Context: an optimization exercise on an open-source flow, tuned for small area, a short achievable clock period and few clock cycles per item. The choices shown serve that exercise and are no tape-out recipe. The RTL was checked by simulation tests, not by an equivalence proof against the original design. Not every run is shown, and edits may drop behaviour that the tests do not exercise.

==> design.v <==
module systolic_pe #(
    parameter DATA_W = 8,
    parameter ACC_W  = 32
)(
    input  wire                     clk,
    input  wire                     rst_n,
    input  wire                     clear,
    input  wire signed [DATA_W-1:0] a_in,
    input  wire signed [DATA_W-1:0] b_in,
    output reg  signed [DATA_W-1:0] a_out,
    output reg  signed [DATA_W-1:0] b_out,
    output reg  signed [ACC_W-1:0]  ps_out
);
    always @(posedge clk) begin
        if (clear) begin
            a_out     <= '0;
            b_out     <= '0;
            ps_out    <= '0;
        end else begin
            a_out     <= a_in;
            b_out     <= b_in;
            ps_out    <= ps_out + a_in * b_in;
        end
    end
endmodule
module systolic_array #(
    parameter DATA_W = 8,
    parameter ACC_W  = 32,
    parameter ROWS   = 4,
    parameter COLS   = 4
)(
    input  wire                         clk,
    input  wire                         rst_n,
    input  wire                         clear,
    input  wire signed [ROWS*DATA_W-1:0] a_in_bus,
    input  wire signed [COLS*DATA_W-1:0] b_in_bus,
    output wire signed [ROWS*COLS*ACC_W-1:0] c_bus
);
    wire signed [DATA_W-1:0] a_bus [0:ROWS-1][0:COLS];
    wire signed [DATA_W-1:0] b_bus [0:ROWS][0:COLS-1];
    genvar i, j;
    generate
        for (i = 0; i < ROWS; i = i + 1) begin : LEFT_EDGE
            assign a_bus[i][0] = a_in_bus[(i+1)*DATA_W-1 -: DATA_W];
        end
    endgenerate
    generate
        for (j = 0; j < COLS; j = j + 1) begin : TOP_EDGE
            assign b_bus[0][j] = b_in_bus[(j+1)*DATA_W-1 -: DATA_W];
        end
    endgenerate
    generate
        for (i = 0; i < ROWS; i = i + 1) begin : ROW_GEN
            for (j = 0; j < COLS; j = j + 1) begin : COL_GEN
                wire signed [DATA_W-1:0] a_out, b_out;
                wire signed [ACC_W-1:0]  ps_out;
                systolic_pe #(
                    .DATA_W(DATA_W),
                    .ACC_W (ACC_W)
                ) u_pe (
                    .clk       (clk),
                    .rst_n     (rst_n),
                    .clear     (clear),
                    .a_in      (a_bus[i][j]),
                    .b_in      (b_bus[i][j]),
                    .a_out     (a_out),
                    .b_out     (b_out),
                    .ps_out    (ps_out)
                );
                assign a_bus[i][j+1] = a_out;
                assign b_bus[i+1][j] = b_out;
                localparam integer INDEX = i*COLS + j;
                assign c_bus[(INDEX+1)*ACC_W-1 -: ACC_W] = ps_out;
            end
        end
    endgenerate
endmodule
module systolic_controller #(
    parameter ROWS = 4,
    parameter COLS = 4,
    parameter K    = 4
)(
    input  wire clk,
    input  wire rst_n,
    input  wire start,
    output reg  busy,
    output reg  done,
    output wire accept,
    output wire capture,
    output reg [$clog2(K+ROWS+COLS):0] k_idx
);
    localparam integer FEED_CYCLES = K + ROWS + COLS - 2;
    localparam [1:0]
        S_IDLE    = 2'b00,
        S_FEED    = 2'b01,
        S_CAPTURE = 2'b10;
    reg [1:0] state;
    assign accept  = start && !busy;
    assign capture = (state == S_CAPTURE);
    always @(posedge clk or negedge rst_n) begin
        if (!rst_n) begin
            state      <= S_IDLE;
            busy       <= 1'b0;
            done       <= 1'b0;
            k_idx      <= '0;
        end else begin
            done <= 1'b0;
            case (state)
                S_FEED: begin
                    if (k_idx == FEED_CYCLES-1) begin
                        state <= S_CAPTURE;
                        k_idx <= '0;
                    end else begin
                        k_idx <= k_idx + 1'b1;
                    end
                end
                S_CAPTURE: begin
                    state <= S_IDLE;
                    busy  <= 1'b0;
                    done  <= 1'b1;
                end
                default: begin
                    k_idx <= '0;
                    if (accept) begin
                        state <= S_FEED;
                        busy  <= 1'b1;
                    end
                end
            endcase
        end
    end
endmodule
module systolic_top #(
    parameter DATA_W = 8,
    parameter ACC_W  = 32,
    parameter ROWS   = 4,
    parameter COLS   = 4,
    parameter K      = 4
)(
    input  wire clk,
    input  wire rst_n,
    input  wire start,
    output wire busy,
    output wire done,
    input  wire signed [ROWS*K*DATA_W-1:0] a_flat,
    input  wire signed [K*COLS*DATA_W-1:0] b_flat,
    output reg  signed [ROWS*COLS*ACC_W-1:0] c_flat
);
    integer r;
    integer c;
    integer idx_load_A;
    integer idx_load_B;
    reg signed [DATA_W-1:0] A_reg [0:ROWS-1][0:K-1];
    reg signed [DATA_W-1:0] B_reg [0:K-1][0:COLS-1];
    wire ctrl_busy;
    wire ctrl_done;
    wire accept;
    wire capture;
    wire [$clog2(K+ROWS+COLS):0] k_idx;
    systolic_controller #(
        .ROWS(ROWS),
        .COLS(COLS),
        .K   (K)
    ) u_ctrl (
        .clk      (clk),
        .rst_n    (rst_n),
        .start    (start),
        .busy     (ctrl_busy),
        .done     (ctrl_done),
        .accept   (accept),
        .capture  (capture),
        .k_idx    (k_idx)
    );
    assign busy = ctrl_busy;
    assign done = ctrl_done;
    reg  signed [ROWS*DATA_W-1:0] a_in_bus;
    reg  signed [COLS*DATA_W-1:0] b_in_bus;
    wire signed [ROWS*COLS*ACC_W-1:0] c_bus;
    systolic_array #(
        .DATA_W(DATA_W),
        .ACC_W (ACC_W),
        .ROWS  (ROWS),
        .COLS  (COLS)
    ) u_array (
        .clk     (clk),
        .rst_n   (rst_n),
        .clear   (accept),
        .a_in_bus(a_in_bus),
        .b_in_bus(b_in_bus),
        .c_bus   (c_bus)
    );
    always @(posedge clk) begin
        begin
            if (accept) begin
                for (r = 0; r < ROWS; r = r + 1) begin
                    for (c = 0; c < K; c = c + 1) begin
                        idx_load_A = r*K + c;
                        A_reg[r][c] <= a_flat[(idx_load_A+1)*DATA_W-1 -: DATA_W];
                    end
                end
                for (r = 0; r < K; r = r + 1) begin
                    for (c = 0; c < COLS; c = c + 1) begin
                        idx_load_B = r*COLS + c;
                        B_reg[r][c] <= b_flat[(idx_load_B+1)*DATA_W-1 -: DATA_W];
                    end
                end
                c_flat   <= '0;
            end
            else if (capture) begin
                c_flat <= c_bus;
            end
        end
    end
    always @* begin
        a_in_bus = '0;
        b_in_bus = '0;
        if (ctrl_busy && !capture) begin
            for (r = 0; r < ROWS; r = r + 1)
                for (c = 0; c < K; c = c + 1)
                    if (k_idx == r + c)
                        a_in_bus[(r+1)*DATA_W-1 -: DATA_W] = A_reg[r][c];
            for (c = 0; c < COLS; c = c + 1)
                for (r = 0; r < K; r = r + 1)
                    if (k_idx == r + c)
                        b_in_bus[(c+1)*DATA_W-1 -: DATA_W] = B_reg[r][c];
        end
    end
endmodule
==> run.sh <==
#!/bin/bash
# synth_recipe.tcl (not shown) runs the flow's synth.tcl, then flattens the netlist and writes it again
# the make line also repeats each setting of config.mk as NAME=value (left out here)
make -C /OpenROAD-flow-scripts/flow DESIGN_CONFIG=/design/flow/config.mk WORK_HOME=/design/flow/orfs CLKGATE_MAP_FILE= SYNTH_SCRIPT=/design/flow/synth_recipe.tcl finish
==> config.mk <==
export PLATFORM = sky130hd
export DESIGN_NAME = systolic_top
export DESIGN_NICKNAME = systolic_top
export VERILOG_FILES = /design/flow/design.v
export SDC_FILE = /design/flow/constraint.sdc
export NUM_CORES = 4
export LEC_CHECK = 0
export CAP_MARGIN = 20
export CORE_MARGIN = 2
export CORE_UTILIZATION = 40
export PLACE_DENSITY = 0.6
export SLEW_MARGIN = 20
==> constraint.sdc <==
create_clock -name core_clock -period 10.0 [get_ports {clk}]
set_input_delay 2.0000 -clock core_clock [delete_from_list [all_inputs] [get_ports {clk}]]
set_output_delay 2.0000 -clock core_clock [all_outputs]
set_load 0.01 [all_outputs]
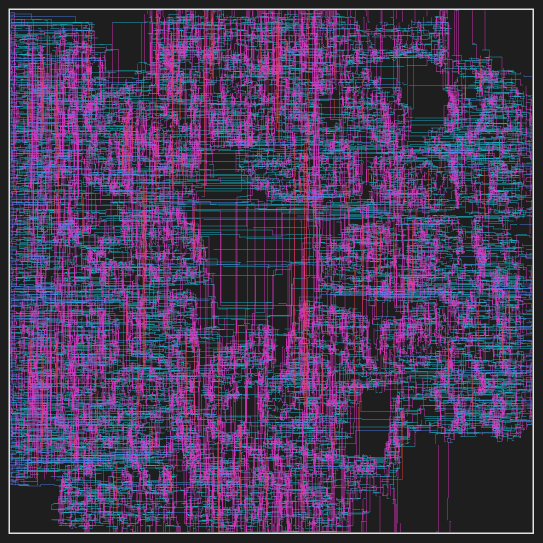
**Above:** run 1 (routed metal, one colour a layer).
(1 px per um)
[met3] blue | wire length: 14500 um
[met4] red | wire length: 10900 um
[met1] cyan | wire length: 129 mm
[met2] magenta | wire length: 142 mm

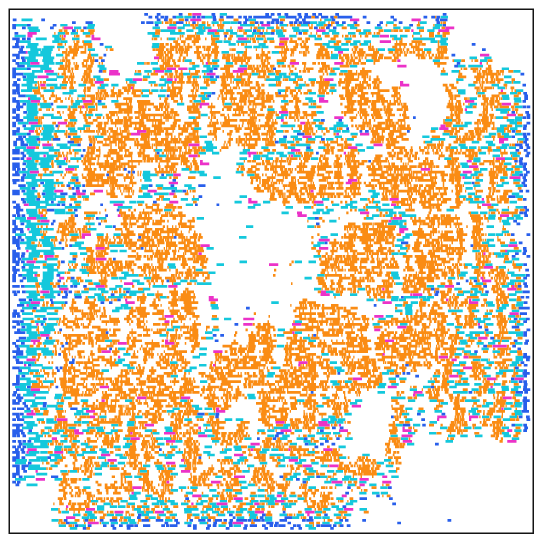
**Above:** run 1 (cell classes on the final placement).
(1 px per um)
[all other logic] orange | cells: 9577
[flip-flops] cyan | cells: 1481
[clock drivers and dummy loads] magenta | cells: 320
[other buffers and delay cells] blue | cells: 866

==> out/metrics.csv, run 1 <==
metric,value,unit
Arrival @ worst endpoint,10.00,ns
CP max FO,27,
Simple-Gate Fraction of Synth Area,14.5,%
Clock transition at path regs,0.06,ns
prevailing post-synth register cell,dfxtp_1,
gpl congestion,0.893,
placed cells,15500,
P&R area growth vs syn,16.8,%
FP Rows,190,
Compound-Gate Fraction of Synth Area,11.2,%
Bufs on Longest Clock Path,4,
register bit total from synthesis,1481,
largest family of logic cells by synthesized area,adder cells,
fin cells,15800,
GR Util met1,27.4,%
post-route ant nets,0,
Max Clk Rate,0.108,GHz
CTS H-tree depth,4,
Synth Warn #,6,
hold depth,2,
pre-CTS WS,0.277,ns
outcome,"complete, no violations",
via count,81000,
Gate Count Post-Synth,11300,
Testbench counts for the RTL of run 1, summed over its fixed seeds: cycles 4,616, items 384.
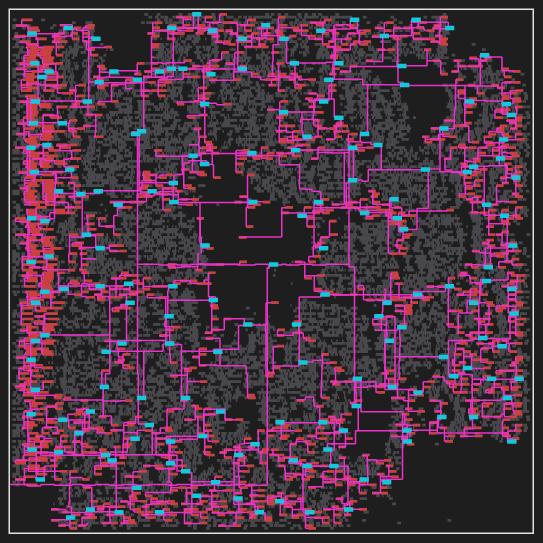
**Above:** run 1 (clock network drawn from the DEF).
(1 px per um)
[cells driving clock nets] cyan | count: 181
[flip-flops] red | count: 1481
[clock wires] magenta | length: 22.9 mm
flops lie: spread over the die
routed clock nets: 182
clk latency of the worst-skew pair: 0.86 ns

## run 1: per-stage QoR
stage	hold WS (ns)	area, um^2
after floorplan	0.466	108000
after global placement	0.471	120000
after CTS	0.476	126000
after global routing	0.489	126000
final	0.460	126000
after detailed placement	0.481	120000
## run 1: cell usage after synthesis (21+ instances only)
cell      count  area [um^2]
ha_1        980        12300
xnor2_1     435         3810
a221o_1      31          310
a21oi_1     559         2800
xor2_1      232         2030
o21bai_1    121          908
nor2b_1      45          282
o21a_1       71          533
and3_1       60          375
o21ai_0     311         1560
o31ai_1      23          173
edfxtp_1    256         7690
a31oi_1      60          375
a21o_1      274         2060
and2_1      736         4600
inv_1      1376         5160
nand2b_1    133          832
a221oi_1     21          184
or3_1        27          169
o211ai_1     56          420
clkbuf_1    252          946
mux2i_1     523         5240
nor2_1     1320         4950
nand4_1      36          225
nor3_1      148          741
or2_2        27          169
a22oi_1      23          173
dfxtp_1    1216        24300
nand2_1     566         2120
fa_1        896        17900
nand3_1     108          541
a211oi_1     90          676
## run 1: per-layer routing
| layer | wire length [um] | share of wire (%) | vias to the layer above |
|---|---|---|---|
| met1 | 129000 | 43 | 39500 |
| met4 | 10900 | 3.7 | 0 |
| met2 | 142000 | 48 | 1784 |
| met5 | 0 | 0 | - |
| li1 | - | - | 39300 |
| met3 | 14500 | 4.9 | 409 |
## run 1: timing repair
item	4_1_cts	5_1_grt
gates resized for setup	0	9
hold buffers	0	0
setup endpoints to repair	0	9
## run 1: layout make-up
| type | instances | area [um^2] | share of cell area, % |
|---|---|---|---|
| Antenna cell | 3 | 7.51 | 0.00597 |
| Clock buffer | 250 | 5130 | 4.08 |
| Clock inverter | 70 | 923 | 0.735 |
| Inverter | 1380 | 5190 | 4.13 |
| Multi-Input combinational cell | 8197 | 69200 | 55.1 |
| Sequential cell | 1481 | 32300 | 25.7 |
| Tap cell | 3552 | 4440 | 3.54 |
| Timing Repair Buffer | 866 | 8510 | 6.77 |
**Run 1: placement view**

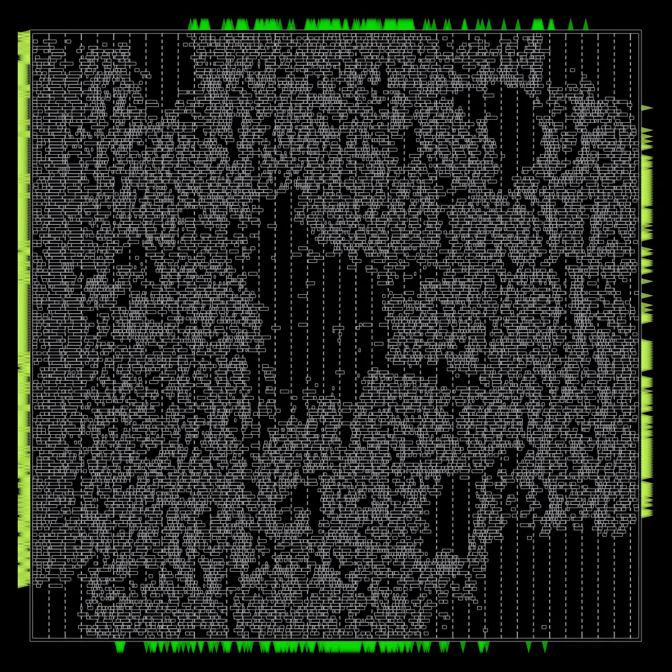

--- run 2 (changed files replaced; the others as in run 1) ---
removed: run.sh
==> design.v <==
module systolic_pe #(
    parameter ACC_W = 32
)(
    input  wire             clk,
    input  wire             en,
    input  wire [31:0]      a,
    input  wire [15:0]      neg,
    input  wire [15:0]      one,
    input  wire [15:0]      two,
    output wire [ACC_W-1:0] c
);
    wire n0;
    wire n1;
    wire n2;
    wire n3;
    wire n4;
    wire n5;
    wire n6;
    wire n7;
    wire n8;
    wire n9;
    wire n10;
    wire n11;
    wire n12;
    wire n13;
    wire n14;
    wire n15;
    wire n16;
    wire n17;
    wire n18;
    wire n19;
    wire n20;
    wire n21;
    wire n22;
    wire n23;
    wire n24;
    wire n25;
    wire n26;
    wire n27;
    wire n28;
    wire n29;
    wire n30;
    wire n31;
    wire n32;
    wire n33;
    wire n34;
    wire n35;
    wire n36;
    wire n37;
    wire n38;
    wire n39;
    wire n40;
    wire n41;
    wire n42;
    wire n43;
    wire n44;
    wire n45;
    wire n46;
    wire n47;
    wire n48;
    wire n49;
    wire n50;
    wire n51;
    wire n52;
    wire n53;
    wire n54;
    wire n55;
    wire n56;
    wire n57;
    wire n58;
    wire n59;
    wire n60;
    wire n61;
    wire n62;
    wire n63;
    wire n64;
    wire n65;
    wire n66;
    wire n67;
    wire n68;
    wire n69;
    wire n70;
    wire n71;
    wire n72;
    wire n73;
    wire n74;
    wire n75;
    wire n76;
    wire n77;
    wire n78;
    wire n79;
    wire n80;
    wire n81;
    wire n82;
    wire n83;
    wire n84;
    wire n85;
    wire n86;
    wire n87;
    wire n88;
    wire n89;
    wire n90;
    wire n91;
    wire n92;
    wire n93;
    wire n94;
    wire n95;
    wire n96;
    wire n97;
    wire n98;
    wire n99;
    wire n100;
    wire n101;
    wire n102;
    wire n103;
    wire n104;
    wire n105;
    wire n106;
    wire n107;
    wire n108;
    wire n109;
    wire n110;
    wire n111;
    wire n112;
    wire n113;
    wire n114;
    wire n115;
    wire n116;
    wire n117;
    wire n118;
    wire n119;
    wire n120;
    wire n121;
    wire n122;
    wire n123;
    wire n124;
    wire n125;
    wire n126;
    wire n127;
    wire n128;
    wire n129;
    wire n130;
    wire n131;
    wire n132;
    wire n133;
    wire n134;
    wire n135;
    wire n136;
    wire n137;
    wire n138;
    wire n139;
    wire n140;
    wire n141;
    wire n142;
    wire n143;
    wire n144;
    wire n145;
    wire n146;
    wire n147;
    wire n148;
    wire n149;
    wire n150;
    wire n151;
    wire n152;
    wire n153;
    wire n154;
    wire n155;
    wire n156;
    wire n157;
    wire n158;
    wire n159;
    wire n160;
    wire n161;
    wire n162;
    wire n163;
    wire n164;
    wire n165;
    wire n166;
    wire n167;
    wire n168;
    wire n169;
    wire n170;
    wire n171;
    wire n172;
    wire n173;
    wire n174;
    wire n175;
    wire n176;
    wire n177;
    wire n178;
    wire n179;
    wire n180;
    wire n181;
    wire n182;
    wire n183;
    wire n184;
    wire n185;
    wire n186;
    wire n187;
    wire n188;
    wire n189;
    wire n190;
    wire n191;
    wire n192;
    wire n193;
    wire n194;
    wire n195;
    wire n196;
    wire n197;
    wire n198;
    wire n199;
    wire n200;
    wire n201;
    wire n202;
    wire n203;
    wire n204;
    wire n205;
    wire n206;
    wire n207;
    wire n208;
    wire n209;
    wire n210;
    wire n211;
    wire n212;
    wire n213;
    wire n214;
    wire n215;
    wire n216;
    wire n217;
    wire n218;
    wire n219;
    wire n220;
    wire n221;
    wire n222;
    wire n223;
    wire n224;
    wire n225;
    wire n226;
    wire n227;
    wire n228;
    wire n229;
    wire n230;
    wire n231;
    wire n232;
    wire n233;
    wire n234;
    wire n235;
    wire n236;
    wire n237;
    wire n238;
    wire n239;
    wire n240;
    wire n241;
    wire n242;
    wire n243;
    wire n244;
    wire n245;
    wire n246;
    wire n247;
    wire n248;
    wire n249;
    wire n250;
    wire n251;
    wire n252;
    wire n253;
    wire n254;
    wire n255;
    wire n256;
    wire n257;
    wire n258;
    wire n259;
    wire n260;
    wire n261;
    wire n262;
    wire n263;
    wire n264;
    wire n265;
    wire n266;
    wire n267;
    wire n268;
    wire n269;
    wire n270;
    wire n271;
    wire n272;
    wire n273;
    wire n274;
    wire n275;
    wire n276;
    wire n277;
    wire n278;
    wire n279;
    wire n280;
    wire n281;
    wire n282;
    wire n283;
    wire n284;
    wire n285;
    wire n286;
    wire n287;
    wire n288;
    wire n289;
    wire n290;
    wire n291;
    wire [6:0] n292;
    systolic_ha u_n0 (.a((((one[0] & a[6]) | (two[0] & a[5])) ^ neg[0])), .b((((one[1] & a[4]) | (two[1] & a[3])) ^ neg[1])), .s(n0), .co(n1));
    systolic_fa u_n2 (.a((((one[0] & a[4]) | (two[0] & a[3])) ^ neg[0])), .b((((one[1] & a[2]) | (two[1] & a[1])) ^ neg[1])), .c(((one[2] & a[0]) ^ neg[2])), .s(n2), .co(n3));
    systolic_ha u_n4 (.a(neg[2]), .b((((one[4] & a[12]) | (two[4] & a[11])) ^ neg[4])), .s(n4), .co(n5));
    systolic_ha u_n6 (.a((((one[0] & a[5]) | (two[0] & a[4])) ^ neg[0])), .b((((one[1] & a[3]) | (two[1] & a[2])) ^ neg[1])), .s(n6), .co(n7));
    systolic_fa u_n8 (.a((((one[2] & a[2]) | (two[2] & a[1])) ^ neg[2])), .b(((one[3] & a[0]) ^ neg[3])), .c(neg[3]), .s(n8), .co(n9));
    systolic_fa u_n10 (.a((((one[4] & a[14]) | (two[4] & a[13])) ^ neg[4])), .b((((one[5] & a[12]) | (two[5] & a[11])) ^ neg[5])), .c((((one[6] & a[10]) | (two[6] & a[9])) ^ neg[6])), .s(n10), .co(n11));
    systolic_fa u_n12 (.a(((one[7] & a[8]) ^ neg[7])), .b(neg[7]), .c((((one[8] & a[22]) | (two[8] & a[21])) ^ neg[8])), .s(n12), .co(n13));
    systolic_ha u_n14 (.a((((one[9] & a[20]) | (two[9] & a[19])) ^ neg[9])), .b((((one[10] & a[18]) | (two[10] & a[17])) ^ neg[10])), .s(n14), .co(n15));
    systolic_fa u_n16 (.a((((one[0] & a[7]) | (two[0] & a[6])) ^ neg[0])), .b((((one[1] & a[5]) | (two[1] & a[4])) ^ neg[1])), .c((((one[2] & a[3]) | (two[2] & a[2])) ^ neg[2])), .s(n16), .co(n17));
    systolic_fa u_n18 (.a((((one[3] & a[1]) | (two[3] & a[0])) ^ neg[3])), .b((((one[4] & a[15]) | (two[4] & a[14])) ^ neg[4])), .c((((one[5] & a[13]) | (two[5] & a[12])) ^ neg[5])), .s(n18), .co(n19));
    systolic_fa u_n20 (.a((((one[6] & a[11]) | (two[6] & a[10])) ^ neg[6])), .b((((one[7] & a[9]) | (two[7] & a[8])) ^ neg[7])), .c((((one[8] & a[23]) | (two[8] & a[22])) ^ neg[8])), .s(n20), .co(n21));
    systolic_fa u_n22 (.a((((one[9] & a[21]) | (two[9] & a[20])) ^ neg[9])), .b((((one[10] & a[19]) | (two[10] & a[18])) ^ neg[10])), .c((((one[11] & a[17]) | (two[11] & a[16])) ^ neg[11])), .s(n22), .co(n23));
    systolic_fa u_n24 (.a((~(((one[0] | two[0]) & a[7]) ^ neg[0]))), .b((((one[1] & a[6]) | (two[1] & a[5])) ^ neg[1])), .c((((one[2] & a[4]) | (two[2] & a[3])) ^ neg[2])), .s(n24), .co(n25));
    systolic_fa u_n26 (.a((((one[3] & a[2]) | (two[3] & a[1])) ^ neg[3])), .b((~(((one[4] | two[4]) & a[15]) ^ neg[4]))), .c((((one[5] & a[14]) | (two[5] & a[13])) ^ neg[5])), .s(n26), .co(n27));
    systolic_fa u_n28 (.a((((one[6] & a[12]) | (two[6] & a[11])) ^ neg[6])), .b((((one[7] & a[10]) | (two[7] & a[9])) ^ neg[7])), .c((~(((one[8] | two[8]) & a[23]) ^ neg[8]))), .s(n28), .co(n29));
    systolic_ha u_n30 (.a((((one[9] & a[22]) | (two[9] & a[21])) ^ neg[9])), .b((((one[10] & a[20]) | (two[10] & a[19])) ^ neg[10])), .s(n30), .co(n31));
    systolic_fa u_n32 (.a((((one[1] & a[7]) | (two[1] & a[6])) ^ neg[1])), .b((((one[2] & a[5]) | (two[2] & a[4])) ^ neg[2])), .c((((one[3] & a[3]) | (two[3] & a[2])) ^ neg[3])), .s(n32), .co(n33));
    systolic_ha u_n34 (.a((((one[5] & a[15]) | (two[5] & a[14])) ^ neg[5])), .b((((one[6] & a[13]) | (two[6] & a[12])) ^ neg[6])), .s(n34), .co(n35));
    systolic_fa u_n36 (.a((~(((one[1] | two[1]) & a[7]) ^ neg[1]))), .b((((one[2] & a[6]) | (two[2] & a[5])) ^ neg[2])), .c((((one[3] & a[4]) | (two[3] & a[3])) ^ neg[3])), .s(n36), .co(n37));
    systolic_fa u_n38 (.a((((one[0] & a[2]) | (two[0] & a[1])) ^ neg[0])), .b(((one[1] & a[0]) ^ neg[1])), .c(neg[1]), .s(n38), .co(n39));
    systolic_ha u_n40 (.a((((one[4] & a[10]) | (two[4] & a[9])) ^ neg[4])), .b(((one[5] & a[8]) ^ neg[5])), .s(n40), .co(n41));
    systolic_ha u_n42 (.a((((one[0] & a[3]) | (two[0] & a[2])) ^ neg[0])), .b((((one[1] & a[1]) | (two[1] & a[0])) ^ neg[1])), .s(n42), .co(n43));
    systolic_fa u_n44 (.a((((one[5] & a[10]) | (two[5] & a[9])) ^ neg[5])), .b(((one[6] & a[8]) ^ neg[6])), .c(neg[6]), .s(n44), .co(n45));
    systolic_fa u_n46 (.a((((one[8] & a[20]) | (two[8] & a[19])) ^ neg[8])), .b((((one[9] & a[18]) | (two[9] & a[17])) ^ neg[9])), .c(((one[10] & a[16]) ^ neg[10])), .s(n46), .co(n47));
    systolic_ha u_n48 (.a(neg[10]), .b((((one[12] & a[28]) | (two[12] & a[27])) ^ neg[12])), .s(n48), .co(n49));
    systolic_fa u_n50 (.a((((one[2] & a[1]) | (two[2] & a[0])) ^ neg[2])), .b((((one[4] & a[13]) | (two[4] & a[12])) ^ neg[4])), .c((((one[5] & a[11]) | (two[5] & a[10])) ^ neg[5])), .s(n50), .co(n51));
    systolic_fa u_n52 (.a((((one[6] & a[9]) | (two[6] & a[8])) ^ neg[6])), .b((((one[8] & a[21]) | (two[8] & a[20])) ^ neg[8])), .c((((one[9] & a[19]) | (two[9] & a[18])) ^ neg[9])), .s(n52), .co(n53));
    systolic_fa u_n54 (.a((((one[10] & a[17]) | (two[10] & a[16])) ^ neg[10])), .b((((one[12] & a[29]) | (two[12] & a[28])) ^ neg[12])), .c((((one[13] & a[27]) | (two[13] & a[26])) ^ neg[13])), .s(n54), .co(n55));
    systolic_ha u_n56 (.a((((one[14] & a[25]) | (two[14] & a[24])) ^ neg[14])), .b(n5), .s(n56), .co(n57));
    systolic_fa u_n58 (.a(((one[11] & a[16]) ^ neg[11])), .b(neg[11]), .c((((one[12] & a[30]) | (two[12] & a[29])) ^ neg[12])), .s(n58), .co(n59));
    systolic_fa u_n60 (.a((((one[13] & a[28]) | (two[13] & a[27])) ^ neg[13])), .b((((one[14] & a[26]) | (two[14] & a[25])) ^ neg[14])), .c(((one[15] & a[24]) ^ neg[15])), .s(n60), .co(n61));
    systolic_fa u_n62 (.a(neg[15]), .b(n7), .c(n14), .s(n62), .co(n63));
    systolic_fa u_n64 (.a(n0), .b(n8), .c(n10), .s(n64), .co(n65));
    systolic_fa u_n66 (.a((((one[12] & a[31]) | (two[12] & a[30])) ^ neg[12])), .b((((one[13] & a[29]) | (two[13] & a[28])) ^ neg[13])), .c((((one[14] & a[27]) | (two[14] & a[26])) ^ neg[14])), .s(n66), .co(n67));
    systolic_fa u_n68 (.a((((one[15] & a[25]) | (two[15] & a[24])) ^ neg[15])), .b(n15), .c(n1), .s(n68), .co(n69));
    systolic_fa u_n70 (.a(n9), .b(n11), .c(n13), .s(n70), .co(n71));
    systolic_fa u_n72 (.a(n16), .b(n18), .c(n20), .s(n72), .co(n73));
    systolic_fa u_n74 (.a((((one[11] & a[18]) | (two[11] & a[17])) ^ neg[11])), .b((~(((one[12] | two[12]) & a[31]) ^ neg[12]))), .c((((one[13] & a[30]) | (two[13] & a[29])) ^ neg[13])), .s(n74), .co(n75));
    systolic_fa u_n76 (.a((((one[14] & a[28]) | (two[14] & a[27])) ^ neg[14])), .b((((one[15] & a[26]) | (two[15] & a[25])) ^ neg[15])), .c(n30), .s(n76), .co(n77));
    systolic_fa u_n78 (.a(n17), .b(n19), .c(n21), .s(n78), .co(n79));
    systolic_fa u_n80 (.a(n23), .b(n24), .c(n26), .s(n80), .co(n81));
    systolic_fa u_n82 (.a((((one[7] & a[11]) | (two[7] & a[10])) ^ neg[7])), .b((((one[9] & a[23]) | (two[9] & a[22])) ^ neg[9])), .c((((one[10] & a[21]) | (two[10] & a[20])) ^ neg[10])), .s(n82), .co(n83));
    systolic_fa u_n84 (.a((((one[11] & a[19]) | (two[11] & a[18])) ^ neg[11])), .b((((one[13] & a[31]) | (two[13] & a[30])) ^ neg[13])), .c((((one[14] & a[29]) | (two[14] & a[28])) ^ neg[14])), .s(n84), .co(n85));
    systolic_fa u_n86 (.a((((one[15] & a[27]) | (two[15] & a[26])) ^ neg[15])), .b(n31), .c(n34), .s(n86), .co(n87));
    systolic_fa u_n88 (.a(n25), .b(n27), .c(n29), .s(n88), .co(n89));
    systolic_fa u_n90 (.a((~(((one[5] | two[5]) & a[15]) ^ neg[5]))), .b((((one[6] & a[14]) | (two[6] & a[13])) ^ neg[6])), .c((((one[7] & a[12]) | (two[7] & a[11])) ^ neg[7])), .s(n90), .co(n91));
    systolic_fa u_n92 (.a((~(((one[9] | two[9]) & a[23]) ^ neg[9]))), .b((((one[10] & a[22]) | (two[10] & a[21])) ^ neg[10])), .c((((one[11] & a[20]) | (two[11] & a[19])) ^ neg[11])), .s(n92), .co(n93));
    systolic_fa u_n94 (.a((~(((one[13] | two[13]) & a[31]) ^ neg[13]))), .b((((one[14] & a[30]) | (two[14] & a[29])) ^ neg[14])), .c((((one[15] & a[28]) | (two[15] & a[27])) ^ neg[15])), .s(n94), .co(n95));
    assign n96 = ~(n35 ^ n33);
    assign n97 = n35 | n33;
    systolic_fa u_n98 (.a((((one[2] & a[7]) | (two[2] & a[6])) ^ neg[2])), .b((((one[3] & a[5]) | (two[3] & a[4])) ^ neg[3])), .c((((one[6] & a[15]) | (two[6] & a[14])) ^ neg[6])), .s(n98), .co(n99));
    systolic_fa u_n100 (.a((((one[7] & a[13]) | (two[7] & a[12])) ^ neg[7])), .b((((one[10] & a[23]) | (two[10] & a[22])) ^ neg[10])), .c((((one[11] & a[21]) | (two[11] & a[20])) ^ neg[11])), .s(n100), .co(n101));
    systolic_ha u_n102 (.a((((one[14] & a[31]) | (two[14] & a[30])) ^ neg[14])), .b((((one[15] & a[29]) | (two[15] & a[28])) ^ neg[15])), .s(n102), .co(n103));
    systolic_fa u_n104 (.a((~(((one[2] | two[2]) & a[7]) ^ neg[2]))), .b((((one[3] & a[6]) | (two[3] & a[5])) ^ neg[3])), .c((~(((one[6] | two[6]) & a[15]) ^ neg[6]))), .s(n104), .co(n105));
    systolic_fa u_n106 (.a(((one[0] & a[0]) ^ neg[0])), .b(neg[0]), .c(((one[4] & a[8]) ^ neg[4])), .s(n106), .co(n107));
    systolic_fa u_n108 (.a(neg[5]), .b((((one[8] & a[18]) | (two[8] & a[17])) ^ neg[8])), .c(((one[9] & a[16]) ^ neg[9])), .s(n108), .co(n109));
    systolic_ha u_n110 (.a(neg[9]), .b((((one[12] & a[26]) | (two[12] & a[25])) ^ neg[12])), .s(n110), .co(n111));
    systolic_fa u_n112 (.a((((one[4] & a[11]) | (two[4] & a[10])) ^ neg[4])), .b((((one[5] & a[9]) | (two[5] & a[8])) ^ neg[5])), .c((((one[8] & a[19]) | (two[8] & a[18])) ^ neg[8])), .s(n112), .co(n113));
    systolic_fa u_n114 (.a((((one[9] & a[17]) | (two[9] & a[16])) ^ neg[9])), .b((((one[12] & a[27]) | (two[12] & a[26])) ^ neg[12])), .c((((one[13] & a[25]) | (two[13] & a[24])) ^ neg[13])), .s(n114), .co(n115));
    systolic_ha u_n116 (.a(n41), .b(n42), .s(n116), .co(n117));
    systolic_fa u_n118 (.a((((one[13] & a[26]) | (two[13] & a[25])) ^ neg[13])), .b(((one[14] & a[24]) ^ neg[14])), .c(neg[14]), .s(n118), .co(n119));
    systolic_fa u_n120 (.a(n43), .b(n48), .c(n4), .s(n120), .co(n121));
    systolic_fa u_n122 (.a(n44), .b(n46), .c(n2), .s(n122), .co(n123));
    systolic_fa u_n124 (.a(n49), .b(n6), .c(n45), .s(n124), .co(n125));
    systolic_fa u_n126 (.a(n47), .b(n3), .c(n50), .s(n126), .co(n127));
    systolic_fa u_n128 (.a(n52), .b(n54), .c(n56), .s(n128), .co(n129));
    systolic_fa u_n130 (.a(n51), .b(n53), .c(n55), .s(n130), .co(n131));
    systolic_fa u_n132 (.a(n57), .b(n58), .c(n60), .s(n132), .co(n133));
    systolic_fa u_n134 (.a(n12), .b(n62), .c(n64), .s(n134), .co(n135));
    systolic_fa u_n136 (.a(n59), .b(n61), .c(n66), .s(n136), .co(n137));
    systolic_fa u_n138 (.a(n22), .b(n63), .c(n68), .s(n138), .co(n139));
    systolic_fa u_n140 (.a(n65), .b(n70), .c(n72), .s(n140), .co(n141));
    systolic_fa u_n142 (.a(n67), .b(n74), .c(n28), .s(n142), .co(n143));
    systolic_fa u_n144 (.a(n69), .b(n71), .c(n76), .s(n144), .co(n145));
    systolic_fa u_n146 (.a(n73), .b(n78), .c(n80), .s(n146), .co(n147));
    systolic_fa u_n148 (.a(n75), .b(n82), .c(n84), .s(n148), .co(n149));
    systolic_fa u_n150 (.a(n32), .b(n77), .c(n79), .s(n150), .co(n151));
    systolic_fa u_n152 (.a(n86), .b(n81), .c(n88), .s(n152), .co(n153));
    systolic_fa u_n154 (.a(n83), .b(n85), .c(n90), .s(n154), .co(n155));
    systolic_fa u_n156 (.a(n92), .b(n94), .c(n36), .s(n156), .co(n157));
    systolic_fa u_n158 (.a(n87), .b(n89), .c(n96), .s(n158), .co(n159));
    assign n160 = ~(n102 ^ n91);
    assign n161 = n102 | n91;
    systolic_fa u_n162 (.a(n93), .b(n95), .c(n37), .s(n162), .co(n163));
    systolic_fa u_n164 (.a(n98), .b(n100), .c(n97), .s(n164), .co(n165));
    systolic_fa u_n166 (.a((((one[7] & a[14]) | (two[7] & a[13])) ^ neg[7])), .b((~(((one[10] | two[10]) & a[23]) ^ neg[10]))), .c((((one[11] & a[22]) | (two[11] & a[21])) ^ neg[11])), .s(n166), .co(n167));
    systolic_fa u_n168 (.a((~(((one[14] | two[14]) & a[31]) ^ neg[14]))), .b((((one[15] & a[30]) | (two[15] & a[29])) ^ neg[15])), .c(n103), .s(n168), .co(n169));
    systolic_fa u_n170 (.a(n99), .b(n101), .c(n104), .s(n170), .co(n171));
    systolic_fa u_n172 (.a((((one[3] & a[7]) | (two[3] & a[6])) ^ neg[3])), .b((((one[7] & a[15]) | (two[7] & a[14])) ^ neg[7])), .c((((one[11] & a[23]) | (two[11] & a[22])) ^ neg[11])), .s(n172), .co(n173));
    systolic_fa u_n174 (.a(neg[4]), .b(((one[8] & a[16]) ^ neg[8])), .c(neg[8]), .s(n174), .co(n175));
    systolic_fa u_n176 (.a((((one[0] & a[1]) | (two[0] & a[0])) ^ neg[0])), .b((((one[4] & a[9]) | (two[4] & a[8])) ^ neg[4])), .c((((one[8] & a[17]) | (two[8] & a[16])) ^ neg[8])), .s(n176), .co(n177));
    systolic_fa u_n178 (.a(((one[13] & a[24]) ^ neg[13])), .b(neg[13]), .c(n110), .s(n178), .co(n179));
    systolic_ha u_n180 (.a(n40), .b(n108), .s(n180), .co(n181));
    systolic_fa u_n182 (.a(n111), .b(n109), .c(n39), .s(n182), .co(n183));
    systolic_fa u_n184 (.a(n112), .b(n114), .c(n116), .s(n184), .co(n185));
    systolic_fa u_n186 (.a(n113), .b(n115), .c(n117), .s(n186), .co(n187));
    systolic_fa u_n188 (.a(n118), .b(n120), .c(n122), .s(n188), .co(n189));
    systolic_fa u_n190 (.a(n119), .b(n121), .c(n123), .s(n190), .co(n191));
    systolic_fa u_n192 (.a(n124), .b(n126), .c(n128), .s(n192), .co(n193));
    systolic_fa u_n194 (.a(n125), .b(n127), .c(n129), .s(n194), .co(n195));
    systolic_fa u_n196 (.a(n130), .b(n132), .c(n134), .s(n196), .co(n197));
    systolic_fa u_n198 (.a(n131), .b(n133), .c(n136), .s(n198), .co(n199));
    systolic_fa u_n200 (.a(n138), .b(n135), .c(n140), .s(n200), .co(n201));
    systolic_fa u_n202 (.a(n137), .b(n142), .c(n139), .s(n202), .co(n203));
    systolic_fa u_n204 (.a(n144), .b(n141), .c(n146), .s(n204), .co(n205));
    systolic_fa u_n206 (.a(n143), .b(n148), .c(n145), .s(n206), .co(n207));
    systolic_fa u_n208 (.a(n150), .b(n147), .c(n152), .s(n208), .co(n209));
    systolic_fa u_n210 (.a(n149), .b(n154), .c(n156), .s(n210), .co(n211));
    systolic_fa u_n212 (.a(n151), .b(n153), .c(n158), .s(n212), .co(n213));
    systolic_fa u_n214 (.a(n155), .b(n157), .c(n160), .s(n214), .co(n215));
    systolic_fa u_n216 (.a(n162), .b(n159), .c(n164), .s(n216), .co(n217));
    systolic_fa u_n218 (.a(n166), .b(n168), .c(n161), .s(n218), .co(n219));
    systolic_fa u_n220 (.a(n163), .b(n170), .c(n165), .s(n220), .co(n221));
    systolic_fa u_n222 (.a(~(((one[15] & a[31]) | (two[15] & a[30])) ^ neg[15])), .b(n167), .c(n105), .s(n222), .co(n223));
    systolic_fa u_n224 (.a(n172), .b(n169), .c(n171), .s(n224), .co(n225));
    systolic_fa u_n226 (.a((~(((one[3] | two[3]) & a[7]) ^ neg[3]))), .b((~(((one[7] | two[7]) & a[15]) ^ neg[7]))), .c((~(((one[11] | two[11]) & a[23]) ^ neg[11]))), .s(n226), .co(n227));
    systolic_fa u_n228 (.a((~(((one[15] | two[15]) & a[31]) ^ neg[15]))), .b((((one[15] & a[31]) | (two[15] & a[30])) ^ neg[15])), .c(n173), .s(n228), .co(n229));
    systolic_ha u_n230 (.a(((one[12] & a[24]) ^ neg[12])), .b(neg[12]), .s(n230), .co(n231));
    systolic_fa u_n232 (.a((((one[12] & a[25]) | (two[12] & a[24])) ^ neg[12])), .b(n175), .c(n107), .s(n232), .co(n233));
    systolic_fa u_n234 (.a(n177), .b(n38), .c(n178), .s(n234), .co(n235));
    systolic_fa u_n236 (.a(n179), .b(n181), .c(n182), .s(n236), .co(n237));
    systolic_fa u_n238 (.a(n183), .b(n185), .c(n186), .s(n238), .co(n239));
    systolic_fa u_n240 (.a(n187), .b(n189), .c(n190), .s(n240), .co(n241));
    systolic_fa u_n242 (.a(n191), .b(n193), .c(n194), .s(n242), .co(n243));
    systolic_fa u_n244 (.a(n195), .b(n198), .c(n197), .s(n244), .co(n245));
    systolic_fa u_n246 (.a(n199), .b(n202), .c(n201), .s(n246), .co(n247));
    systolic_fa u_n248 (.a(n203), .b(n206), .c(n205), .s(n248), .co(n249));
    systolic_fa u_n250 (.a(n210), .b(n207), .c(n209), .s(n250), .co(n251));
    systolic_fa u_n252 (.a(n211), .b(n214), .c(n213), .s(n252), .co(n253));
    systolic_fa u_n254 (.a(n215), .b(n218), .c(n217), .s(n254), .co(n255));
    systolic_fa u_n256 (.a(n222), .b(n219), .c(n224), .s(n256), .co(n257));
    systolic_fa u_n258 (.a(n226), .b(n223), .c(n228), .s(n258), .co(n259));
    systolic_ha u_n260 (.a(n230), .b(n174), .s(n260), .co(n261));
    systolic_fa u_n262 (.a(n231), .b(n176), .c(n232), .s(n262), .co(n263));
    systolic_fa u_n264 (.a(n233), .b(n180), .c(n234), .s(n264), .co(n265));
    systolic_fa u_n266 (.a(n184), .b(n235), .c(n236), .s(n266), .co(n267));
    systolic_fa u_n268 (.a(n237), .b(n238), .c(n188), .s(n268), .co(n269));
    systolic_fa u_n270 (.a(n239), .b(n192), .c(n240), .s(n270), .co(n271));
    systolic_fa u_n272 (.a(n241), .b(n242), .c(n196), .s(n272), .co(n273));
    systolic_fa u_n274 (.a(n243), .b(n200), .c(n244), .s(n274), .co(n275));
    systolic_fa u_n276 (.a(n204), .b(n245), .c(n246), .s(n276), .co(n277));
    systolic_fa u_n278 (.a(n208), .b(n247), .c(n248), .s(n278), .co(n279));
    systolic_fa u_n280 (.a(n212), .b(n249), .c(n250), .s(n280), .co(n281));
    systolic_fa u_n282 (.a(n216), .b(n251), .c(n252), .s(n282), .co(n283));
    systolic_fa u_n284 (.a(n220), .b(n253), .c(n254), .s(n284), .co(n285));
    systolic_fa u_n286 (.a(n221), .b(n256), .c(n255), .s(n286), .co(n287));
    systolic_fa u_n288 (.a(n225), .b(n258), .c(n257), .s(n288), .co(n289));
    systolic_fa u_n290 (.a(~n227), .b(n229), .c(n259), .s(n290), .co(n291));
    assign n292 = {1'b0, n269, n267, n265, n263, n261, n260} + {1'b0, n270, n268, n266, n264, n262, n106};
    reg [28:0] q;
    always @(posedge clk) begin
        if (en)
            q <= {n227, n291, n290, n289, n288, n287, n286, n285, n284, n283, n282, n281, n280, n279, n278, n277, n276, n275, n274, n273, n292[6], n272, n271, n292[5], n292[4], n292[3], n292[2], n292[1], n292[0]};
    end
    wire m0;
    wire m1;
    wire m2;
    wire m3;
    wire m4;
    wire m5;
    wire m6;
    wire m7;
    wire m8;
    wire m9;
    wire m10;
    wire m11;
    wire m12;
    wire m13;
    wire m14;
    wire m15;
    wire m16;
    wire m17;
    wire m18;
    wire m19;
    wire m20;
    wire m21;
    systolic_ha u_m0 (.a(q[6]), .b(q[7]), .s(m0), .co(m1));
    systolic_ha u_m2 (.a(q[9]), .b(q[10]), .s(m2), .co(m3));
    systolic_ha u_m4 (.a(q[11]), .b(q[12]), .s(m4), .co(m5));
    systolic_ha u_m6 (.a(q[13]), .b(q[14]), .s(m6), .co(m7));
    systolic_ha u_m8 (.a(q[15]), .b(q[16]), .s(m8), .co(m9));
    systolic_ha u_m10 (.a(q[17]), .b(q[18]), .s(m10), .co(m11));
    systolic_ha u_m12 (.a(q[19]), .b(q[20]), .s(m12), .co(m13));
    systolic_ha u_m14 (.a(q[21]), .b(q[22]), .s(m14), .co(m15));
    systolic_ha u_m16 (.a(q[23]), .b(q[24]), .s(m16), .co(m17));
    systolic_ha u_m18 (.a(q[25]), .b(q[26]), .s(m18), .co(m19));
    systolic_ha u_m20 (.a(q[27]), .b(q[28]), .s(m20), .co(m21));
    wire [17:0] x = {m21, m19, m17, m15, m13, m11, m9, m7, m5, m3, m1, m0, q[5], q[4], q[3], q[2], q[1], q[0]};
    wire [17:0] y = {1'b1, m20, m18, m16, m14, m12, m10, m8, m6, m4, m2, q[8], 1'b0, 1'b0, 1'b0, 1'b0, 1'b0, 1'b0};
    wire [17:0] s = x + y;
    assign c = {{(ACC_W-18){s[17]}}, s};
endmodule
module systolic_fa (
    input  wire a,
    input  wire b,
    input  wire c,
    output wire s,
    output wire co
);
    assign {co, s} = {1'b0, a} + {1'b0, b} + {1'b0, c};
endmodule
module systolic_ha (
    input  wire a,
    input  wire b,
    output wire s,
    output wire co
);
    assign {co, s} = {1'b0, a} + {1'b0, b};
endmodule
module systolic_array #(
    parameter ACC_W = 32
)(
    input  wire                clk,
    input  wire                en,
    input  wire [127:0]        a_bus,
    input  wire [127:0]        b_bus,
    output wire [16*ACC_W-1:0] c_bus
);
    wire [63:0] d_neg, d_one, d_two;
    genvar e, t, i, j, k;
    generate
        for (e = 0; e < 16; e = e + 1) begin : ENC
            for (t = 0; t < 4; t = t + 1) begin : DIG
                wire hi  = b_bus[e*8 + 2*t + 1];
                wire mid = b_bus[e*8 + 2*t];
                wire lo;
                if (t == 0) begin : LO0
                    assign lo = 1'b0;
                end else begin : LOT
                    assign lo = b_bus[e*8 + 2*t - 1];
                end
                assign d_neg[e*4+t] = hi;
                assign d_one[e*4+t] = mid ^ lo;
                assign d_two[e*4+t] = (hi & ~mid & ~lo) | (~hi & mid & lo);
            end
        end
        for (i = 0; i < 4; i = i + 1) begin : ROW_GEN
            for (j = 0; j < 4; j = j + 1) begin : COL_GEN
                wire [15:0] neg, one, two;
                for (k = 0; k < 4; k = k + 1) begin : K_GEN
                    assign neg[k*4 +: 4] = d_neg[(k*4+j)*4 +: 4];
                    assign one[k*4 +: 4] = d_one[(k*4+j)*4 +: 4];
                    assign two[k*4 +: 4] = d_two[(k*4+j)*4 +: 4];
                end
                systolic_pe #(
                    .ACC_W (ACC_W)
                ) u_pe (
                    .clk (clk),
                    .en  (en),
                    .a   (a_bus[i*32 +: 32]),
                    .neg (neg),
                    .one (one),
                    .two (two),
                    .c   (c_bus[(i*4+j)*ACC_W +: ACC_W])
                );
            end
        end
    endgenerate
endmodule
module systolic_controller (
    input  wire clk,
    input  wire rst_n,
    input  wire start,
    output wire busy,
    output reg  done,
    output wire accept
);
    assign busy   = 1'b0;
    assign accept = start;
    always @(posedge clk or negedge rst_n) begin
        if (!rst_n)
            done <= 1'b0;
        else
            done <= start;
    end
endmodule
module systolic_top #(
    parameter DATA_W = 8,
    parameter ACC_W  = 32,
    parameter ROWS   = 4,
    parameter COLS   = 4,
    parameter K      = 4
)(
    input  wire clk,
    input  wire rst_n,
    input  wire start,
    output wire busy,
    output wire done,
    input  wire signed [ROWS*K*DATA_W-1:0] a_flat,
    input  wire signed [K*COLS*DATA_W-1:0] b_flat,
    output wire signed [ROWS*COLS*ACC_W-1:0] c_flat
);
    wire accept;
    systolic_controller u_ctrl (
        .clk    (clk),
        .rst_n  (rst_n),
        .start  (start),
        .busy   (busy),
        .done   (done),
        .accept (accept)
    );
    systolic_array #(
        .ACC_W (ACC_W)
    ) u_array (
        .clk   (clk),
        .en    (accept),
        .a_bus (a_flat),
        .b_bus (b_flat),
        .c_bus (c_flat)
    );
endmodule
==> flow/run.sh <==
#!/bin/bash
# The standard layout, except that the port buffers are plain buffers
# (buf_2) instead of the default slow delay-cell buffers (clkdlybuf4s50_1),
# which the timing repair leaves in place.
set -euo pipefail
export BUFFER_PORTS_ARGS="-buffer_cell sky130_fd_sc_hd__buf_2"
bash standard.sh > standard_flow.log 2>&1
==> standard.sh <==
#!/bin/bash
# synth_recipe.tcl (not shown) runs the flow's synth.tcl, then flattens the netlist and writes it again
# the make line also repeats each setting of config.mk as NAME=value (left out here)
make -C /OpenROAD-flow-scripts/flow DESIGN_CONFIG=/design/flow/config.mk WORK_HOME=/design/flow/orfs CLKGATE_MAP_FILE= SYNTH_SCRIPT=/design/flow/synth_recipe.tcl "${@:-finish}"
==> config.mk <==
export PLATFORM = sky130hd
export DESIGN_NAME = systolic_top
export DESIGN_NICKNAME = systolic_top
export VERILOG_FILES = /design/flow/design.v
export SDC_FILE = /design/flow/constraint.sdc
export NUM_CORES = 4
export LEC_CHECK = 0
export CAP_MARGIN = 20
export CORE_MARGIN = 2
export CORE_UTILIZATION = 45
export PLACE_DENSITY = 0.6
export SETUP_SLACK_MARGIN = 4
export SLEW_MARGIN = 20
export SYNTH_HIERARCHICAL = 1
export SYNTH_MINIMUM_KEEP_SIZE = 0
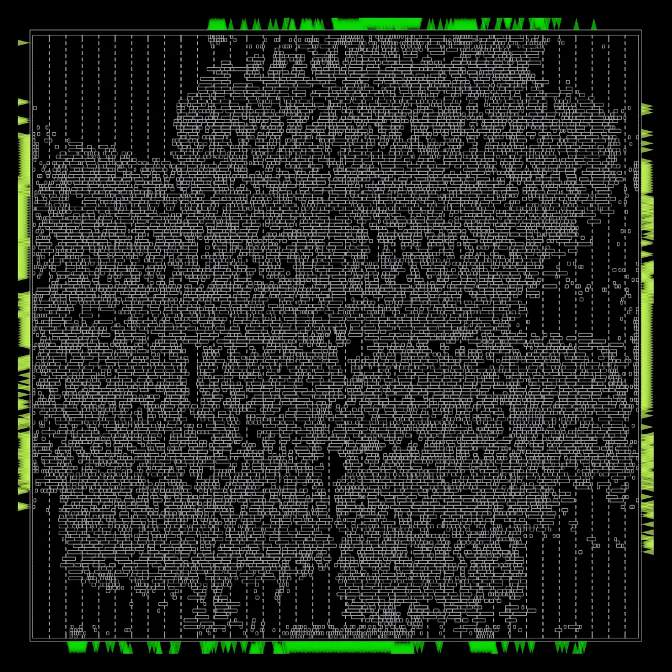
**Above:** run 2 (placement view).
post-layout util: 49.1%
Seq cells: 465

==> run 2 against run 1 <==
  * Setup slack better by 3.2 ns
  * Worst hold slack better by 0.56 ns
  * First-iteration DRC count grew to 3.5 times the previous value
  * Final cell count is 12% lower
  * Die area is 3.6% lower
  * Sequential share of layout area is 15 points lower
  * Highest routed layer is now met5
  * Critical path depth is 21 lower
  * Design area is 0.40% higher
  * Still clean
  * Sequential cell count is 1016 lower
==> out/metrics.csv, run 2 <==
metric,value,unit,change
outcome,"complete, no violations",,unchanged
Synth Warn #,8,,was 6
Arrival @ worst endpoint,6.55,ns,was 10.00 ns
sequential share of cell area,11.1,%,was 25.7%
Register Area,14000,um^2,was 32300 um^2
# Taps,3384,,was 3552
WL met2,209000,um,was 142000 um
register bit total from synthesis,465,,was 1481
Non-clk bufs,1204,,was 866
antenna cells,32,,was 3
Top Layer Used,met5,,was met4
antenna violations before repair,57,,was 13
prevailing post-synth register cell,edfxtp_1,,was dfxtp_1
Max Clk Rate,0.165,GHz,was 0.108 GHz
Met1 Routed Length,181000,um,was 129000 um
post-route ant nets,0,,unchanged
largest cells by area after synthesis,"fa_1, xnor2_1, edfxtp_1",,"was dfxtp_1, fa_1, ha_1"
met3 routed wirelength,79300,um,was 14500 um
multi-input combinational area share,76.3,%,was 55.1%
"count leader, synth",xnor2_1,,was inv_1
Multi-input gate area,96300,um^2,was 69200 um^2
via count,95600,,was 81.0k
FP Rows,186,,was 190
gpl congestion,0.942,,was 0.893
CTS H-tree depth,3,,was 4
Gate Count Post-Synth,10800,,was 11.3k
drt first-iter violations,14900,,was 4218
P&R area growth vs syn,8.23,%,was 16.8%
clock buffer count,85,,was 250
Inverters,176,,was 1380
leading post-synthesis cells by instance count,"xnor2_1, fa_1, a22oi_1",,"was inv_1, nor2_1, dfxtp_1"
Clock-cell share,1.93,%,was 4.82%
post-synth top area share,35.7,%,was 22.6%
Bufs on Longest Clock Path,3,,was 4
I/O pin total,773,,unchanged
Final period util,60.7,%,was 92.8%
Non-Clock Buffer Area Fraction,6.73,%,was 6.77%
Max-area cell class,multi-input gates,,unchanged
GR Util met1,46.2,%,was 27.4%
leading area contributor after synthesis,fa_1,,was dfxtp_1
Testbench counts for the RTL of run 2, summed over its fixed seeds: cycles 392, items 384.
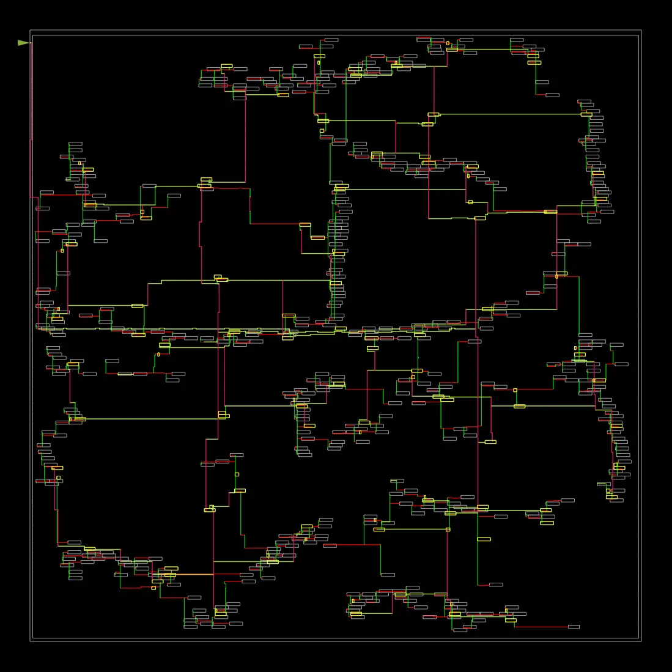
**Above:** run 2 (clock nets).
CTS sink cnt: 465

-- run 2: cell types whose count changed in the layout (fill, tap and decap cells not counted), sizes merged, moves of 244 or more --
cell / before / now
mux2i: 523 / 0
dfxtp: 1216 / 0
inv: 1385 / 182
buf: 94 / 1160
a22oi: 23 / 1792
nand2: 566 / 273
and2: 736 / 32
ha: 980 / 736
xnor2: 435 / 2192
clkdlybuf4s50: 772 / 0
fa: 896 / 2080
a21oi: 561 / 192
nor2: 1320 / 32
-- run 2: cells by family (layout without fill, tap and decap cells) --
| group | Yosys count | in the layout | synth area share (%) |
|---|---|---|---|
| other | 1 | 33 | 0.00322 |
| buffers and inverters | 1730 | 1506 | 6.61 |
| DFF | 465 | 465 | 12.0 |
| and+or+nand+nor | 624 | 628 | 2.76 |
| xor gates and xnor gates | 2576 | 2583 | 19.4 |
| adders and majority gates | 2816 | 2816 | 43.6 |
| AOI/OAI and AO/OA | 2544 | 2544 | 15.7 |
-- run 2: timing repair --
action | 4_1_cts | 5_1_grt
gates cloned | 11 | 15
endpoints found under the hold margin | 0 | 0
pin swaps | 19 | 20
buffers inserted | 39 | 42
resized for setup | 147 | 155
endpoints found under the setup margin | 331 | 272
-- run 2: stage by stage --
step	setup WS [ns]	cell area [um^2]	std cells
2_1_floorplan	4.07	117000	10800
4_1_cts	4.00	125000	13900
5_1_grt	3.91	126000	13900
6_report	3.93	126000	14000
3_5_place_dp	2.54	121000	13700
3_3_place_gp	2.58	121000	13700
-- run 2: worst max-delay path by stage --
| stage | cells after the start | slack (ns) | end |
|---|---|---|---|
| 6_report | 13 | 3.93 | u_array.ROW_GEN[2].COL_GEN[2].u_pe.q[14]$_DFFE_PP_ |
| 3_3_place_gp | 13 | 2.58 | u_array.ROW_GEN[1].COL_GEN[1].u_pe.q[12]$_DFFE_PP_ |
| 3_5_place_dp | 13 | 2.54 | u_array.ROW_GEN[1].COL_GEN[1].u_pe.q[12]$_DFFE_PP_ |
| 2_1_floorplan | 13 | 4.07 | u_array.ROW_GEN[0].COL_GEN[0].u_pe.q[8]$_DFFE_PP_ |
| 4_1_cts | 11 | 4.00 | u_array.ROW_GEN[1].COL_GEN[2].u_pe.q[14]$_DFFE_PP_ |
| 5_1_grt | 13 | 3.91 | u_array.ROW_GEN[2].COL_GEN[2].u_pe.q[14]$_DFFE_PP_ |
**Run 2: met3 routing**

(1 px per um)
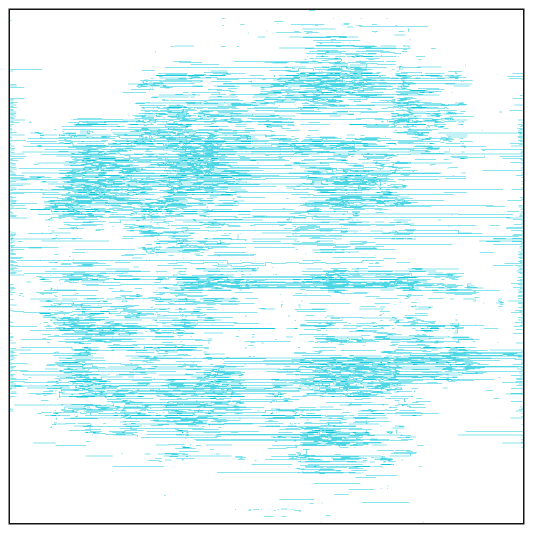

## Run 3: what changed since run 2
--- a/design.v
+++ b/design.v
@@ -457,40 +457,8 @@
             q <= {n227, n291, n290, n289, n288, n287, n286, n285, n284, n283, n282, n281, n280, n279, n278, n277, n276, n275, n274, n273, n292[6], n272, n271, n292[5], n292[4], n292[3], n292[2], n292[1], n292[0]};
     end
-    wire m0;
-    wire m1;
-    wire m2;
-    wire m3;
-    wire m4;
-    wire m5;
-    wire m6;
-    wire m7;
-    wire m8;
-    wire m9;
-    wire m10;
-    wire m11;
-    wire m12;
-    wire m13;
-    wire m14;
-    wire m15;
-    wire m16;
-    wire m17;
-    wire m18;
-    wire m19;
-    wire m20;
-    wire m21;
-    systolic_ha u_m0 (.a(q[6]), .b(q[7]), .s(m0), .co(m1));
-    systolic_ha u_m2 (.a(q[9]), .b(q[10]), .s(m2), .co(m3));
-    systolic_ha u_m4 (.a(q[11]), .b(q[12]), .s(m4), .co(m5));
-    systolic_ha u_m6 (.a(q[13]), .b(q[14]), .s(m6), .co(m7));
-    systolic_ha u_m8 (.a(q[15]), .b(q[16]), .s(m8), .co(m9));
-    systolic_ha u_m10 (.a(q[17]), .b(q[18]), .s(m10), .co(m11));
-    systolic_ha u_m12 (.a(q[19]), .b(q[20]), .s(m12), .co(m13));
-    systolic_ha u_m14 (.a(q[21]), .b(q[22]), .s(m14), .co(m15));
-    systolic_ha u_m16 (.a(q[23]), .b(q[24]), .s(m16), .co(m17));
-    systolic_ha u_m18 (.a(q[25]), .b(q[26]), .s(m18), .co(m19));
-    systolic_ha u_m20 (.a(q[27]), .b(q[28]), .s(m20), .co(m21));
-    wire [17:0] x = {m21, m19, m17, m15, m13, m11, m9, m7, m5, m3, m1, m0, q[5], q[4], q[3], q[2], q[1], q[0]};
-    wire [17:0] y = {1'b1, m20, m18, m16, m14, m12, m10, m8, m6, m4, m2, q[8], 1'b0, 1'b0, 1'b0, 1'b0, 1'b0, 1'b0};
-    wire [17:0] s = x + y;
+    wire [11:0] x = {1'b1, q[27], q[25], q[23], q[21], q[19], q[17], q[15], q[13], q[11], q[9], q[6]};
+    wire [11:0] y = {1'b0, q[28], q[26], q[24], q[22], q[20], q[18], q[16], q[14], q[12], q[10], q[7]};
+    wire [11:0] hi = x + y + q[8];
+    wire [17:0] s = {hi, q[5], q[4], q[3], q[2], q[1], q[0]};
     assign c = {{(ACC_W-18){s[17]}}, s};
 endmodule
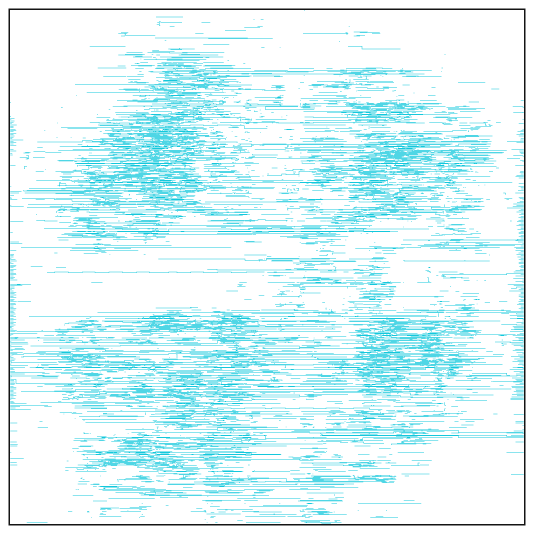
**Above:** run 3 (met3 routing).
(1 px per um)
main direction: horizontal
wire length on this layer: 79.1 mm
longest straight run: 324 um
share of all routed wire: 14%
nets with wire on the layer: 2193

==> run 3 against run 2 <==
  * Sequential share of layout area decreased by 0.30 points
  * Worst hold slack improved by 0.039 ns
  * Area after synthesis increased by 0.36%
  * Setup slack got worse by 0.0095 ns
  * Sequential cell count unchanged
  * Largest cell class unchanged
==> out/metrics.csv, run 3 <==
metric,value,unit,change
Met1 Routed Length,186000,um,was 181000 um
"count leader, synth",xnor2_1,,unchanged
post-route ant nets,0,,unchanged
CTS H-tree depth,3,,unchanged
Arrival @ worst endpoint,6.52,ns,was 6.55 ns
Synth Warn #,8,,unchanged
gpl congestion,0.978,,was 0.942
prevailing post-synth register cell,edfxtp_1,,unchanged
CTS sink cnt,465,,unchanged
FP Rows,187,,was 186
outcome,"complete, no violations",,unchanged
Gate Count Post-Synth,10900,,was 10.8k
leading area contributor after synthesis,fa_1,,unchanged
post-synth top area share,35.9,%,was 35.7%
via count,99700,,was 95.6k
Max Clk Rate,0.165,GHz,about the same
leading post-synthesis cells by instance count,"xnor2_1, fa_1, a22oi_1",,unchanged
WL met2,226000,um,was 209000 um
Bufs on Longest Clock Path,3,,unchanged
Final period util,60.8,%,was 60.7%
antenna violations before repair,76,,was 57
Testbench counts for the RTL of run 3, summed over its fixed seeds: cycles 392, items 384.
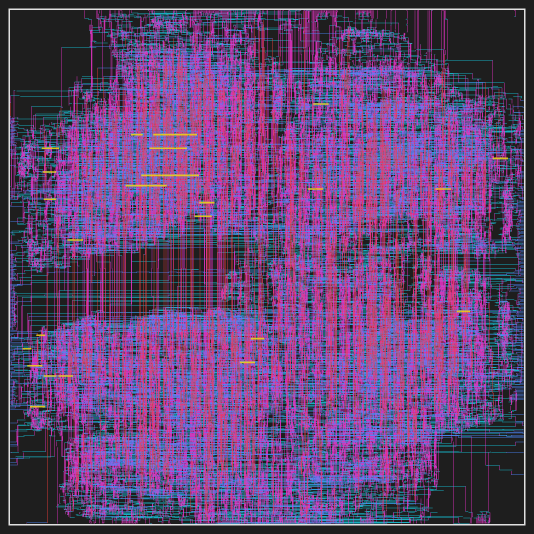
**Above:** run 3 (routed metal, one colour a layer).
(1 px per um)
[met3] blue | wire length: 79.1 mm
[met1] cyan | wire length: 186 mm
[met5] yellow | wire length: 425 um
[met2] magenta | wire length: 226 mm
[met4] red | wire length: 54.7 mm

run 3: cell type report:
class	instances	area, um^2	share of cell area (%)
Clock buffer	89	1910	1.47
Timing Repair Buffer	1428	11900	9.21
Inverter	304	1140	0.880
Sequential cell	465	14000	10.8
Tap cell	3402	4260	3.28
Multi-Input combinational cell	8603	95900	73.9
Clock inverter	39	485	0.374
Antenna cell	42	105	0.0811
run 3: what timing repair did:
item / CTS / global route
pin swaps: 36 / 82
hold buffers: 0 / 0
cloned: 31 / 27
setup buffers: 94 / 123
resized for setup: 310 / 248
endpoints found under the setup margin: 320 / 132
run 3: cells by family (layout without fill, tap and decap cells):
| logic type | after synthesis | count (layout) | share of synthesized area (%) |
|---|---|---|---|
| flops | 465 | 465 | 11.9 |
| other cells | 1 | 43 | 0.00321 |
| xor+xnor | 2512 | 2519 | 18.8 |
| fa+ha+maj | 2640 | 2640 | 41.7 |
| buf+inv | 1890 | 1860 | 7.73 |
| mux | 16 | 16 | 0.137 |
| simple gates | 736 | 738 | 3.33 |
| compound gates | 2688 | 2689 | 16.4 |
run 3: worst paths after layout:
check | start | end | slack [ns] | depth (start not counted)
max in group asynchronous | rst_n | u_ctrl.done$_DFF_PN0_ | 8.86 | 1
worst min-delay path | rst_n | u_ctrl.done$_DFF_PN0_ | 1.06 | 1
min in group core_clock | start | u_ctrl.done$_DFF_PN0_ | 1.66 | 1
worst max-delay path | b_flat[103] | u_array.ROW_GEN[3].COL_GEN[0].u_pe.q[18]$_DFFE_PP_ | 3.92 | 12
run 3: through the flow:
step	hold slack, ns	setup slack, ns	area [um^2]	cells
2_1_floorplan	1.70	3.88	117000	10900
3_3_place_gp	1.77	2.18	121000	13900
3_5_place_dp	1.78	2.39	121000	13900
4_1_cts	1.02	3.94	127000	14200
5_1_grt	1.04	3.93	130000	14300
6_report	1.06	3.92	130000	14400
run 3: modules after synthesis (local to each module, per instance), excerpt:
module	times used	cells	area, um^2
systolic_controller	1	4	43.8
systolic_fa	2048	1	20.0
systolic_ha	256	1	12.5

==> re-timing with driven ports <==
The flow's constraints put no driver on any port. The routed layouts listed below were extracted and timed again, unchanged, in two steps.
Step 1: set_driving_cell puts a clkbuf_16 on clk and a buf_2 on each other input, an assumption about the parent block.
Step 2 times the ports against the registers' clock, not the clock port: input delays grow and output delays shrink by t, the midpoint of the rising clock arrivals with the driver on.
a / b / c = ideal ports / drivers / drivers and shift; a / b = the first two.
run | shift t [ns] | slack for setup (ns) | worst hold slack (ns) | cell pins on the clock port's net
run 1 | 0.942 | 0.723 / 0.723 / 0.723 | 0.460 / 0.460 / 0.460 | 1
run 2 | 0.865 | 3.932 / 3.935 / 3.124 | 1.016 / 0.934 / 1.799 | 1
run 3 | 0.835 | 3.923 / 3.931 / 3.096 | 1.056 / 0.982 / 1.817 | 1
After both steps setup and hold are still met in every run listed. The setup slack of run 3, which loses most, moves by +0.008 ns with the drivers and by -0.827 ns with both steps.
